This design comes from an exercise in tuning for small area, a short achievable clock period and few clock cycles per item on the open sky130 flow, not from production work.
Only simulation tests tie the RTL to the original design; equivalence was not proved.
Not every run is shown, and edits may drop behaviour that the tests do not exercise.

<file path="config.mk">
export PLATFORM = sky130hd
export DESIGN_NAME = axi_stream_insert_header
export DESIGN_NICKNAME = axi_stream_insert_header
export VERILOG_FILES = /design/flow/design.v
export SDC_FILE = /design/flow/constraint.sdc
export NUM_CORES = 4
export LEC_CHECK = 0
export CAP_MARGIN = 20
export CORE_MARGIN = 2
export CORE_UTILIZATION = 25
export SETUP_SLACK_MARGIN = 0.5
export SLEW_MARGIN = 20
</file>
<file path="design.v">
`resetall
`timescale 1ns / 1ps
`default_nettype none
module axi_stream_insert_header #(
    parameter DATA_WD = 128,
    parameter DATA_BYTE_WD = DATA_WD / 8
) (
    input                        clk,
    input                        rst,
    input                        s00_axis_tvalid,
    input   [DATA_WD-1 : 0]      s00_axis_tdata,
    input   [DATA_BYTE_WD-1 : 0] s00_axis_tkeep,
    output                       s00_axis_tready,
    input                        s01_axis_tvalid,
    input   [DATA_WD-1 : 0]      s01_axis_tdata,
    input   [DATA_BYTE_WD-1 : 0] s01_axis_tkeep,
    input                        s01_axis_tlast,
    output                       s01_axis_tready,
    output                       m_axis_tvalid,
    output  [DATA_WD-1 : 0]      m_axis_tdata,
    output  [DATA_BYTE_WD-1 : 0] m_axis_tkeep,
    output                       m_axis_tlast,
    input                        m_axis_tready
);
    reg         st_act;
    reg         st_tail;
    reg [3:0]   s;           
    reg [3:0]   tk;          
    reg [127:0] P;
    wire st_nohdr = !st_act && !st_tail;
    wire [3:0] hs;
    assign hs[3] = s00_axis_tkeep[8];
    assign hs[2] = (s00_axis_tkeep[4] & !s00_axis_tkeep[8]) | s00_axis_tkeep[12];
    assign hs[1] = (s00_axis_tkeep[2] & !s00_axis_tkeep[4]) | (s00_axis_tkeep[6] & !s00_axis_tkeep[8])
                 | (s00_axis_tkeep[10] & !s00_axis_tkeep[12]) | s00_axis_tkeep[14];
    assign hs[0] = (s00_axis_tkeep[1] & !s00_axis_tkeep[2]) | (s00_axis_tkeep[3] & !s00_axis_tkeep[4])
                 | (s00_axis_tkeep[5] & !s00_axis_tkeep[6]) | (s00_axis_tkeep[7] & !s00_axis_tkeep[8])
                 | (s00_axis_tkeep[9] & !s00_axis_tkeep[10]) | (s00_axis_tkeep[11] & !s00_axis_tkeep[12])
                 | (s00_axis_tkeep[13] & !s00_axis_tkeep[14]) | s00_axis_tkeep[15];
    wire [3:0] ds;
    assign ds[3] = s01_axis_tkeep[7];
    assign ds[2] = (s01_axis_tkeep[11] & !s01_axis_tkeep[7]) | s01_axis_tkeep[3];
    assign ds[1] = (s01_axis_tkeep[13] & !s01_axis_tkeep[11]) | (s01_axis_tkeep[9] & !s01_axis_tkeep[7])
                 | (s01_axis_tkeep[5] & !s01_axis_tkeep[3]) | s01_axis_tkeep[1];
    assign ds[0] = (s01_axis_tkeep[14] & !s01_axis_tkeep[13]) | (s01_axis_tkeep[12] & !s01_axis_tkeep[11])
                 | (s01_axis_tkeep[10] & !s01_axis_tkeep[9]) | (s01_axis_tkeep[8] & !s01_axis_tkeep[7])
                 | (s01_axis_tkeep[6] & !s01_axis_tkeep[5]) | (s01_axis_tkeep[4] & !s01_axis_tkeep[3])
                 | (s01_axis_tkeep[2] & !s01_axis_tkeep[1]) | s01_axis_tkeep[0];
    wire [4:0] sum   = {1'b0, s} + {1'b0, ds} + 5'd1;
    wire       spill = sum[4];
    wire       lastfit = s01_axis_tlast & !spill;
    wire [3:0] tsel = st_tail ? tk : sum[3:0];
    wire       short = st_tail | lastfit;
    reg  [15:0] keep_out;
    integer j;
    always @(*) begin
        for (j = 0; j < 16; j = j + 1)
            keep_out[j] = !short || (j >= 15 - tsel);
    end
    wire [247:0] win = {P, s01_axis_tdata[127:8]};
    wire [183:0] w3 = s[3] ? win[247:64] : win[183:0];
    wire [151:0] w2 = s[2] ? w3[183:32]  : w3[151:0];
    wire [135:0] w1 = s[1] ? w2[151:16]  : w2[135:0];
    wire [127:0] w0 = s[0] ? w1[135:8]   : w1[127:0];
    assign m_axis_tdata    = w0;
    assign m_axis_tkeep    = keep_out;
    assign m_axis_tvalid   = (st_act & s01_axis_tvalid) | st_tail;
    assign m_axis_tlast    = st_tail | lastfit;
    assign s01_axis_tready = st_act & m_axis_tready;
    assign s00_axis_tready = st_nohdr | (m_axis_tready & m_axis_tvalid & m_axis_tlast);
    wire fire  = m_axis_tvalid & m_axis_tready;
    wire hfire = s00_axis_tvalid & s00_axis_tready;
    always @(posedge clk) begin
        if (hfire)
            P <= s00_axis_tdata;
        else if (fire & st_act)
            P <= s01_axis_tdata;
    end
    always @(posedge clk) begin
        if (hfire)
            s <= hs;
        if (fire & st_act & s01_axis_tlast & spill)
            tk <= sum[3:0];
    end
    always @(posedge clk) begin
        if (rst) begin
            st_act  <= 1'b0;
            st_tail <= 1'b0;
        end else begin
            if (hfire) begin
                st_act  <= 1'b1;
                st_tail <= 1'b0;
            end else if (fire & m_axis_tlast) begin
                st_act  <= 1'b0;
                st_tail <= 1'b0;
            end else if (fire & st_act & s01_axis_tlast) begin
                st_act  <= 1'b0;
                st_tail <= 1'b1;
            end
        end
    end
endmodule
`resetall
</file>
<file path="constraint.sdc">
create_clock -name core_clock -period 14.0 [get_ports {clk}]
set_input_delay 2.8000 -clock core_clock [delete_from_list [all_inputs] [get_ports {clk}]]
set_output_delay 2.8000 -clock core_clock [all_outputs]
set_load 0.01 [all_outputs]
</file>
<file path="run.sh">
#!/bin/bash
# synth_recipe.tcl (not shown) runs the flow's synth.tcl, then flattens the netlist and writes it again
# the make line also repeats each setting of config.mk as NAME=value (left out here)
make -C /OpenROAD-flow-scripts/flow DESIGN_CONFIG=/design/flow/config.mk WORK_HOME=/design/flow/orfs CLKGATE_MAP_FILE= SYNTH_SCRIPT=/design/flow/synth_recipe.tcl finish
</file>
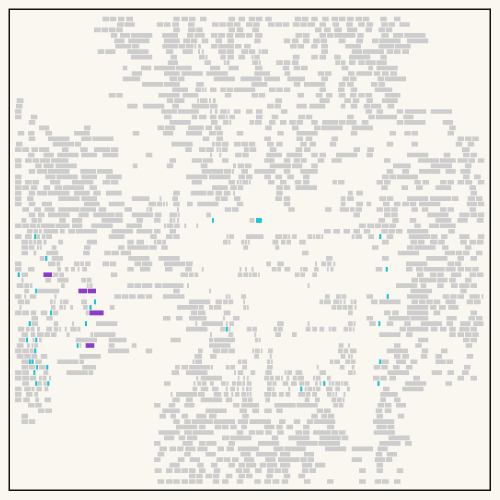
Run 1: logic cells by family
(2 px per um)
cyan -> inv cells  # cells 31
purple -> fa/ha/maj cells  # cells 5, where middle left

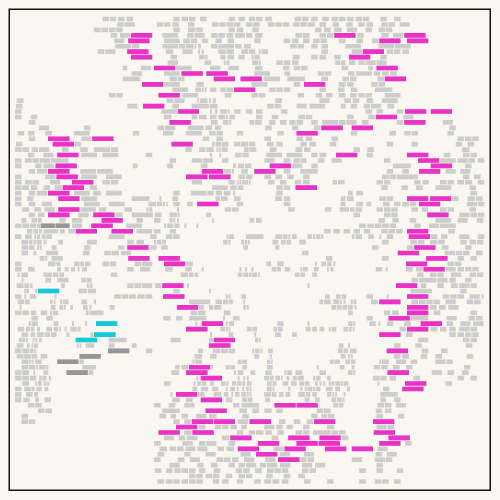
Run 1: sequential cells coloured by netlist name
(2 px per um) Other sequential cells in the stronger grey, the rest of the logic in the fainter grey.
cyan -> tk  # sequential cells 4
magenta -> P  # sequential cells 128, where all over the die

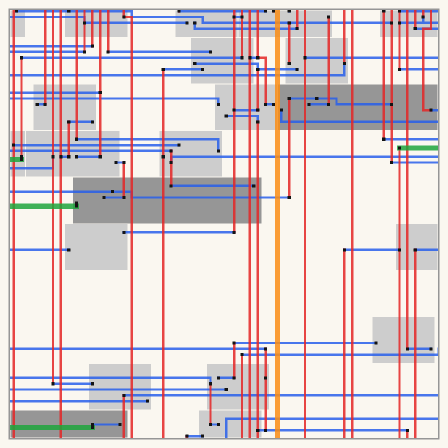
Run 1: a small window of the routed layout
Window x 167 to 192, y 167 to 192 um. Cells in grey, sequential cells in the stronger grey; small squares are vias.
orange -> metal 4
red -> metal 2
blue -> metal 1
green -> metal 3
cells with their middle in the window = 19
most frequent = mux2i_1 (9), clkdlybuf4s50_1 (5), edfxtp_1 (3)
sequential cells in the window = 3
netlist names of flops here include = P (3)

==> results.toml, run 1 <==
[final_layout]
layout_common_cells = "clkdlybuf4s50_1 (438), mux2i_1 (289), edfxtp_1 (136), mux2_4 (109), nand2_1 (90)"
n_sequential_cell = 138
nonClockBufferCount = 460
fin_nets = 1858
nonClkBufAreaFrac_pct = 23.7
largest_class = "multi-input combinational cells"
seq_area_um2 = 4120
multi_input_area_um2 = 8860
clkbuf_count = 17
multi_input_area_share_pct = 46.0
largest_reg_flops = 128
final_core_util_pct = 35.0
final_common_cell = "clkdlybuf4s50_1"
final_area_um2 = 19200
stdcell_count = 2321
clk_share_pct = 3.32
sh_seq_area_pct = 21.4

[floorplan]
start_util_pct = 25.3
coreArea_um2 = 55000
tap_cells = 748
io_pins = 442
chipHeight_um = 240
die_area_um2 = 57500

[worst_hold_path]
holdPathEnd = "st_act"
hp-start = "st_act"
hold_path.class = "flip-flop to flip-flop"
hold-path-cell-count = 3

[sta]
slew_violations = 0
slew_headroom_pct = 33.8
hold_violations = 0
rsz0062_at_grt = "no"
setup_tns_ns = 0
skew_ns = 0.00868
holdWs_ns = 0.704
finalSetupViolations = 0
fmax_ghz = 0.111
worst_slew_pin_slew_ns = 0.992

[run]
drv_cap = 0

[clock_network]
clkLatencyLatePin_ns = 0.49
cts_sinks = 138
cts_hold_buf = 0
root_buffer = "clkbuf_16"
cts_setup_buffers = 0
cts_tree = "done"

[yosys]
synthTopCellsByArea = "edfxtp_1 (29%), mux2i_1 (21%), mux2_4 (12%), mux4_2 (7.9%), mux2_2 (4.8%)"
yosys.area_share.simple_pct = 5.60
synthCells = 1187
synth_nets = 1486
yosysTopAreaCell = "edfxtp_1"
synthAdderAreaFrac_pct = 0.504
synthTopCellsByCount = "mux2i_1 (289), edfxtp_1 (136), mux2_4 (109), nand2_1 (90), a22oi_1 (87)"
synth_edf_count = 136
syn-mean-instance-area_um2 = 11.7

[setup_path]
path_cells = "clkdlybuf4s50_1, nor2b_1, a21oi_1, and3_1, ha_1, fa_1, nand2b_2, a2bb2oi_1, o32ai_1, o2111ai_1, clkdlybuf4s50_1"
critPathMaxStageDelay_ns = 0.56
arrival_ns = 6.18
startpoint_type = "primary input"
cp-startpoint = "s01_axis_tkeep[7]"
endpoint_kind = "output port"
critical_path_class = "primary input to output port"
path_max_fanout = 4
required_ns = 11.20
rr_startpoint = "s[0]"
path_buf_inv = 2

[placed_design]
place_area_um2 = 18600
gp_congestion = 0.920

[outcome]
outcome = "timing/DRC/antenna clean"

[pwr]
powerClk_w = 0.000513
powerComb_w = 0.000856
p_int_w = 0.00121
powerDensity_nw_per_um2 = 98.7
p_sw_w = 0.000691
maxPowerGroup = "combinational logic"
p_seq_share_pct = 27.9
swShare_pct = 36.4

[global_route]
overflow = 0
top_usage_layer = "met2"
antenna_found_initial = 4
use_met3_pct = 6.13
grtUsageTotal_pct = 23.1
grt_pass1_vias = 12089

[route]
drtPass1Iterations = 6
avgViaCountPerCell = 5.27
route.met3.wl_um = 5450
wl_um = 67900
wirelength_met1_um = 29700
Testbench counts for the RTL of run 1, summed over its fixed seeds: cycles 6,613, packets 1,280.
Run 1, PDN straps and rails:
(2 px per um) Pins as bars on the die edge.
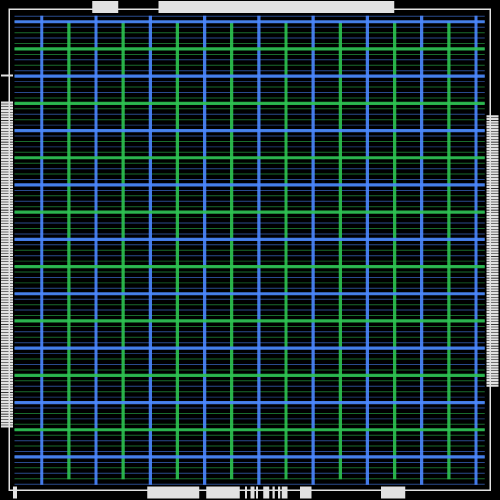

==> run 1 -> run 2 <==
--- a/design.v
+++ b/design.v
@@ -47,14 +47,17 @@
                  | (s01_axis_tkeep[6] & !s01_axis_tkeep[5]) | (s01_axis_tkeep[4] & !s01_axis_tkeep[3])
                  | (s01_axis_tkeep[2] & !s01_axis_tkeep[1]) | s01_axis_tkeep[0];
-    wire [4:0] sum   = {1'b0, s} + {1'b0, ds} + 5'd1;
-    wire       spill = sum[4];
+    wire       spill   = s01_axis_tkeep[s];
     wire       lastfit = s01_axis_tlast & !spill;
-    wire [3:0] tsel = st_tail ? tk : sum[3:0];
-    wire       short = st_tail | lastfit;
-    reg  [15:0] keep_out;
+    wire [3:0] tnext   = s + ds + 4'd1;
+    wire [30:0] kwin = {16'hFFFF, s01_axis_tkeep[15:1]};
+    wire [22:0] k3 = s[3] ? kwin[30:8] : kwin[22:0];
+    wire [18:0] k2 = s[2] ? k3[22:4]   : k3[18:0];
+    wire [16:0] k1 = s[1] ? k2[18:2]   : k2[16:0];
+    wire [15:0] k0 = s[0] ? k1[16:1]   : k1[15:0];
+    reg  [15:0] keep_tail;
     integer j;
     always @(*) begin
         for (j = 0; j < 16; j = j + 1)
-            keep_out[j] = !short || (j >= 15 - tsel);
+            keep_tail[j] = (j >= 15 - tk);
     end
     wire [247:0] win = {P, s01_axis_tdata[127:8]};
@@ -64,5 +67,5 @@
     wire [127:0] w0 = s[0] ? w1[135:8]   : w1[127:0];
     assign m_axis_tdata    = w0;
-    assign m_axis_tkeep    = keep_out;
+    assign m_axis_tkeep    = st_tail ? keep_tail : k0;
     assign m_axis_tvalid   = (st_act & s01_axis_tvalid) | st_tail;
     assign m_axis_tlast    = st_tail | lastfit;
@@ -81,5 +84,5 @@
             s <= hs;
         if (fire & st_act & s01_axis_tlast & spill)
-            tk <= sum[3:0];
+            tk <= tnext;
     end
     always @(posedge clk) begin
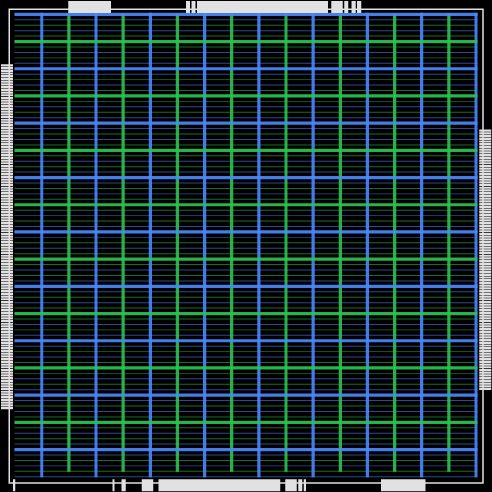
Run 2: PDN straps and rails
(2 px per um) Pins as bars on the die edge.
green -> VDD
blue -> VSS
met5 straps = 17
rows = 85
met1 rails = 86
signal pins = 442

==> results.toml, run 2 <==
[global_route]
grtUsageTotal_pct = 21.5
top_usage_layer = "met2"
grt_pass1_vias = 12592

[pwr]
p_int_w = 0.00116
powerDensity_nw_per_um2 = 95.4
powerClk_w = 0.000462

[final_layout]
layout_common_cells = "clkdlybuf4s50_1 (439), nand2_1 (225), edfxtp_1 (136), mux4_2 (127), mux2_1 (104)"
largest_reg_flops = 128
stdcell_count = 2317
multi_input_area_um2 = 8660
nonClkBufAreaFrac_pct = 24.1
multi_input_area_share_pct = 45.9
final_common_cell = "clkdlybuf4s50_1"
clkbuf_count = 17
clk_share_pct = 3.07
largest_class = "multi-input combinational cells"
n_sequential_cell = 138
nonClockBufferCount = 456

[yosys]
yosysTopAreaCell = "edfxtp_1"
synthAdderAreaFrac_pct = 0.427
yosys.area_share.simple_pct = 13.3
synthTopCellsByArea = "edfxtp_1 (30%), mux4_2 (21%), mux2_1 (8.7%), mux2i_1 (7.7%), nand2_1 (6.3%)"

[floorplan]
start_util_pct = 25.2

[placed_design]
place_area_um2 = 18300
gp_congestion = 0.909

[route]
route.met3.wl_um = 4310
wl_um = 60500

[run]
drv_cap = 0

[worst_hold_path]
hp-start = "st_act"
holdPathEnd = "st_tail"

[clock_network]
cts_setup_buffers = 0
root_buffer = "clkbuf_16"
clkLatencyLatePin_ns = 0.48

[setup_path]
startpoint_type = "primary input"
critical_path_class = "primary input to output port"
path_cells = "clkdlybuf4s50_1, mux2_1, mux4_2, mux2i_1, a21o_1, clkdlybuf4s50_1"
path_buf_inv = 2
arrival_ns = 5.34
required_ns = 11.20
endpoint_kind = "output port"

[sta]
fmax_ghz = 0.123
rsz0062_at_grt = "no"
skew_ns = 0.00700
holdWs_ns = 0.642
hold_violations = 0
worst_slew_pin_slew_ns = 0.979

[outcome]
outcome = "timing/DRC/antenna clean"
Testbench counts for the RTL of run 2, summed over its fixed seeds: cycles 6,613, packets 1,280.
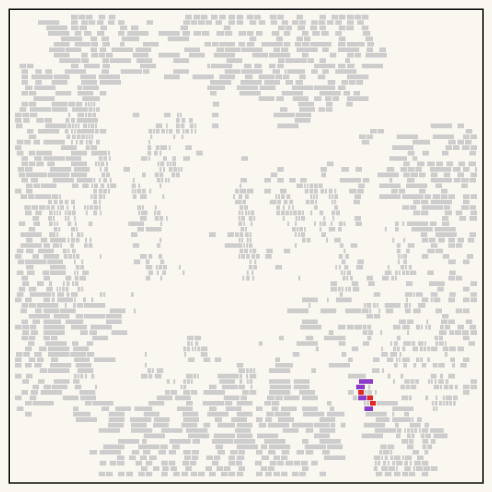
Run 2: logic cells by family
(2 px per um)
red -> xor and xnor cells  # cells 3
purple -> fa/ha/maj cells  # cells 4, where lower right

Run 2, sequential cells coloured by netlist name:
(2 px per um) Other sequential cells in the stronger grey, the rest of the logic in the fainter grey.
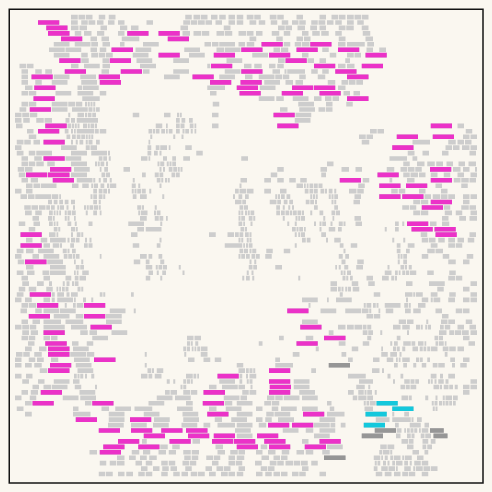

==> run 2 -> run 3 <==
==> flow/run.sh (new file) <==
#!/bin/bash
# Standard ORFS layout, with the port buffers made from the smallest buffer cell
# instead of the flow's default delay-buffer cell.
set -euo pipefail
echo "export BUFFER_PORTS_ARGS = -buffer_cell sky130_fd_sc_hd__buf_1" >> config.mk
bash standard.sh > standard.log 2>&1
==> standard.sh (new file) <==
#!/bin/bash
# synth_recipe.tcl (not shown) runs the flow's synth.tcl, then flattens the netlist and writes it again
# the make line also repeats each setting of config.mk as NAME=value (left out here)
make -C /OpenROAD-flow-scripts/flow DESIGN_CONFIG=/design/flow/config.mk WORK_HOME=/design/flow/orfs CLKGATE_MAP_FILE= SYNTH_SCRIPT=/design/flow/synth_recipe.tcl "${@:-finish}"
--- a/config.mk
+++ b/config.mk
@@ -11,2 +11,3 @@
 export SETUP_SLACK_MARGIN = 0.5
 export SLEW_MARGIN = 20
+export BUFFER_PORTS_ARGS = -buffer_cell sky130_fd_sc_hd__buf_1
removed: run.sh
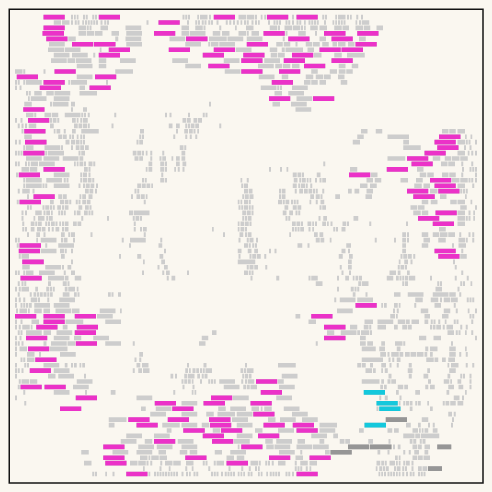
Run 3: sequential cells coloured by netlist name
(2 px per um) Other sequential cells in the stronger grey, the rest of the logic in the fainter grey.
magenta -> P  # sequential cells 128, where all over the die
cyan -> tk  # sequential cells 4, where lower right
not coloured = 6

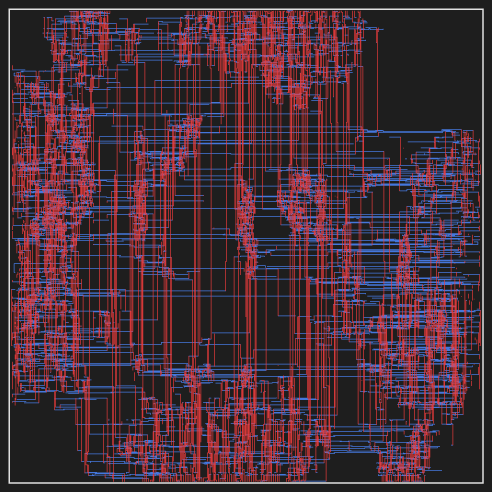
Run 3: wiring by layer
(2 px per um) Only two layers are drawn.
blue -> metal 1  # wire length 22.5 mm
red -> metal 2  # wire length 31.1 mm

==> results.toml, run 3 <==
[sta]
period_share_pct = 52.4
finalSetupViolations = 0
skew_ns = 0.0118
worst_slew_pin_slew_ns = 1.01
holdWs_ns = 0.663
hold_violations = 0
rsz0062_at_grt = "no"
setup_tns_ns = 0
slew_violations = 0
slew_headroom_pct = 32.4
fmax_ghz = 0.136

[route]
route.met3.wl_um = 4060
wl_um = 60000
avgViaCountPerCell = 5.39
wirelength_met1_um = 22500
drtPass1Iterations = 5

[yosys]
netlist-cell-type-count = 54
yosysTopAreaCell = "edfxtp_1"
synthTopCellsByArea = "edfxtp_1 (30%), mux4_2 (21%), mux2_1 (8.7%), mux2i_1 (7.7%), nand2_1 (6.3%)"
synth_most_common_cell = "nand2_1"
synth_compound_area_share_pct = 8.96
synthArstFlopShare_pct = 0
yosysWarningCount = 1
syn-mean-instance-area_um2 = 10.8
synthAdderAreaFrac_pct = 0.427
synth_nets = 1547
synth_edf_count = 136
synth_xor_area_share_pct = 0.195
synthTopCellsByCount = "nand2_1 (225), edfxtp_1 (136), mux4_2 (127), mux2_1 (104), mux2i_1 (103)"
synth-seq-cells = 138
synth_top_family_by_area = "multiplexers"
yosys.area_share.simple_pct = 13.3
synthCells = 1249
mappedNetlistArea_um2 = 13500

[clock_network]
cts_tree = "done"
cts_sinks = 138
root_buffer = "clkbuf_16"
cts_setup_buffers = 0
cts_hold_buf = 0
clkLatencyLatePin_ns = 0.48
cts_buffer_depth = 2

[pwr]
swShare_pct = 38.4
p_sw_w = 0.000643
powerDensity_nw_per_um2 = 104
powerComb_w = 0.000666
p_int_w = 0.00103
powerClk_w = 0.000465
p_seq_share_pct = 32.4
maxPowerGroup = "combinational logic"

[setup_path]
required_ns = 11.20
path_cells = "buf_1, mux2i_1, mux2i_1, nand2_1, and3_1, a31oi_1, buf_1"
path_max_fanout = 3
critPathTopFamily = "multiplexers"
cp-startpoint = "s01_axis_tdata[103]"
endpoint = "m_axis_tdata[55]"
path_buf_inv = 2
startpoint_type = "primary input"
critical_path_class = "primary input to output port"
endpoint_kind = "output port"
path_depth = 7
critPathMaxStageDelay_ns = 0.59
rr_startpoint = "s[0]"
arrival_ns = 4.53

[worst_hold_path]
hold-path-cell-count = 2
hp-start = "st_act"
holdPathEnd = "st_tail"
hold_path.class = "flip-flop to flip-flop"

[placed_design]
place_area_um2 = 15500
gp_congestion = 0.901
pre_cts_slack_ns = 6.64

[run]
drv_cap = 0

[global_route]
overflow = 0
grtUsageTotal_pct = 21.4
top_usage_layer = "met2"
use_met3_pct = 5.18
grt_pass1_vias = 12396
antenna_found_initial = 1

[final_layout]
clkbuf_count = 17
final_area_um2 = 16100
n_all_inverters = 21
fin_nets = 1906
stdcell_count = 2317
largest_reg_flops = 128
nonClockBufferCount = 458
seq_area_um2 = 4120
multi_input_area_um2 = 8660
top_register = "P"
nonClkBufAreaFrac_pct = 11.1
clk_share_pct = 3.58
final_common_cell = "buf_1"
largest_class = "multi-input combinational cells"
sh_seq_area_pct = 25.6
n_sequential_cell = 138
layout_common_cells = "buf_1 (439), nand2_1 (225), edfxtp_1 (136), mux4_2 (127), mux2_1 (104)"
multi_input_area_share_pct = 53.8
final_core_util_pct = 30.1
areaGrowthSynthToFinish_pct = 19.6

[floorplan]
chipHeight_um = 236
start_util_pct = 25.2
coreArea_um2 = 53500
io_pins = 442
die_area_um2 = 55700
tap_cells = 696

[outcome]
outcome = "timing/DRC/antenna clean"

separate check: timing with driven ports:
The results above use ideal ports. As a check the final layouts listed here were re-extracted and re-timed, cells and wires unchanged. Step 1 (the two cells are an assumption about what drives the block):
set clk [get_ports {clk}]
set_driving_cell -lib_cell sky130_fd_sc_hd__clkbuf_16 $clk
set_driving_cell -lib_cell sky130_fd_sc_hd__buf_2 [delete_from_list [all_inputs] $clk]
Step 2 also shifts input and output timing later by t, the mid clock arrival at the registers, as if the neighbouring blocks saw the same clock. a / b / c = ideal / step 1 / step 2; a / b = the first two.
run	shift t [ns]	setup slack, ns	worst hold slack (ns)	worst register clock-pin slew, ns	worst slew at a driven data input, ns
run 1	0.546	5.021 / 4.999 / 4.999	0.704 / 0.704 / 0.704	0.07 / 0.07	0.09
run 2	0.527	5.864 / 5.830 / 5.830	0.642 / 0.642 / 0.642	0.07 / 0.07	0.09
run 3	0.526	6.668 / 6.639 / 6.639	0.663 / 0.663 / 0.663	0.07 / 0.07	0.07
After both steps every run listed still meets setup and hold. For run 2, which loses most, drivers alone change the setup slack by -0.034 ns; drivers and shift together by -0.034 ns.
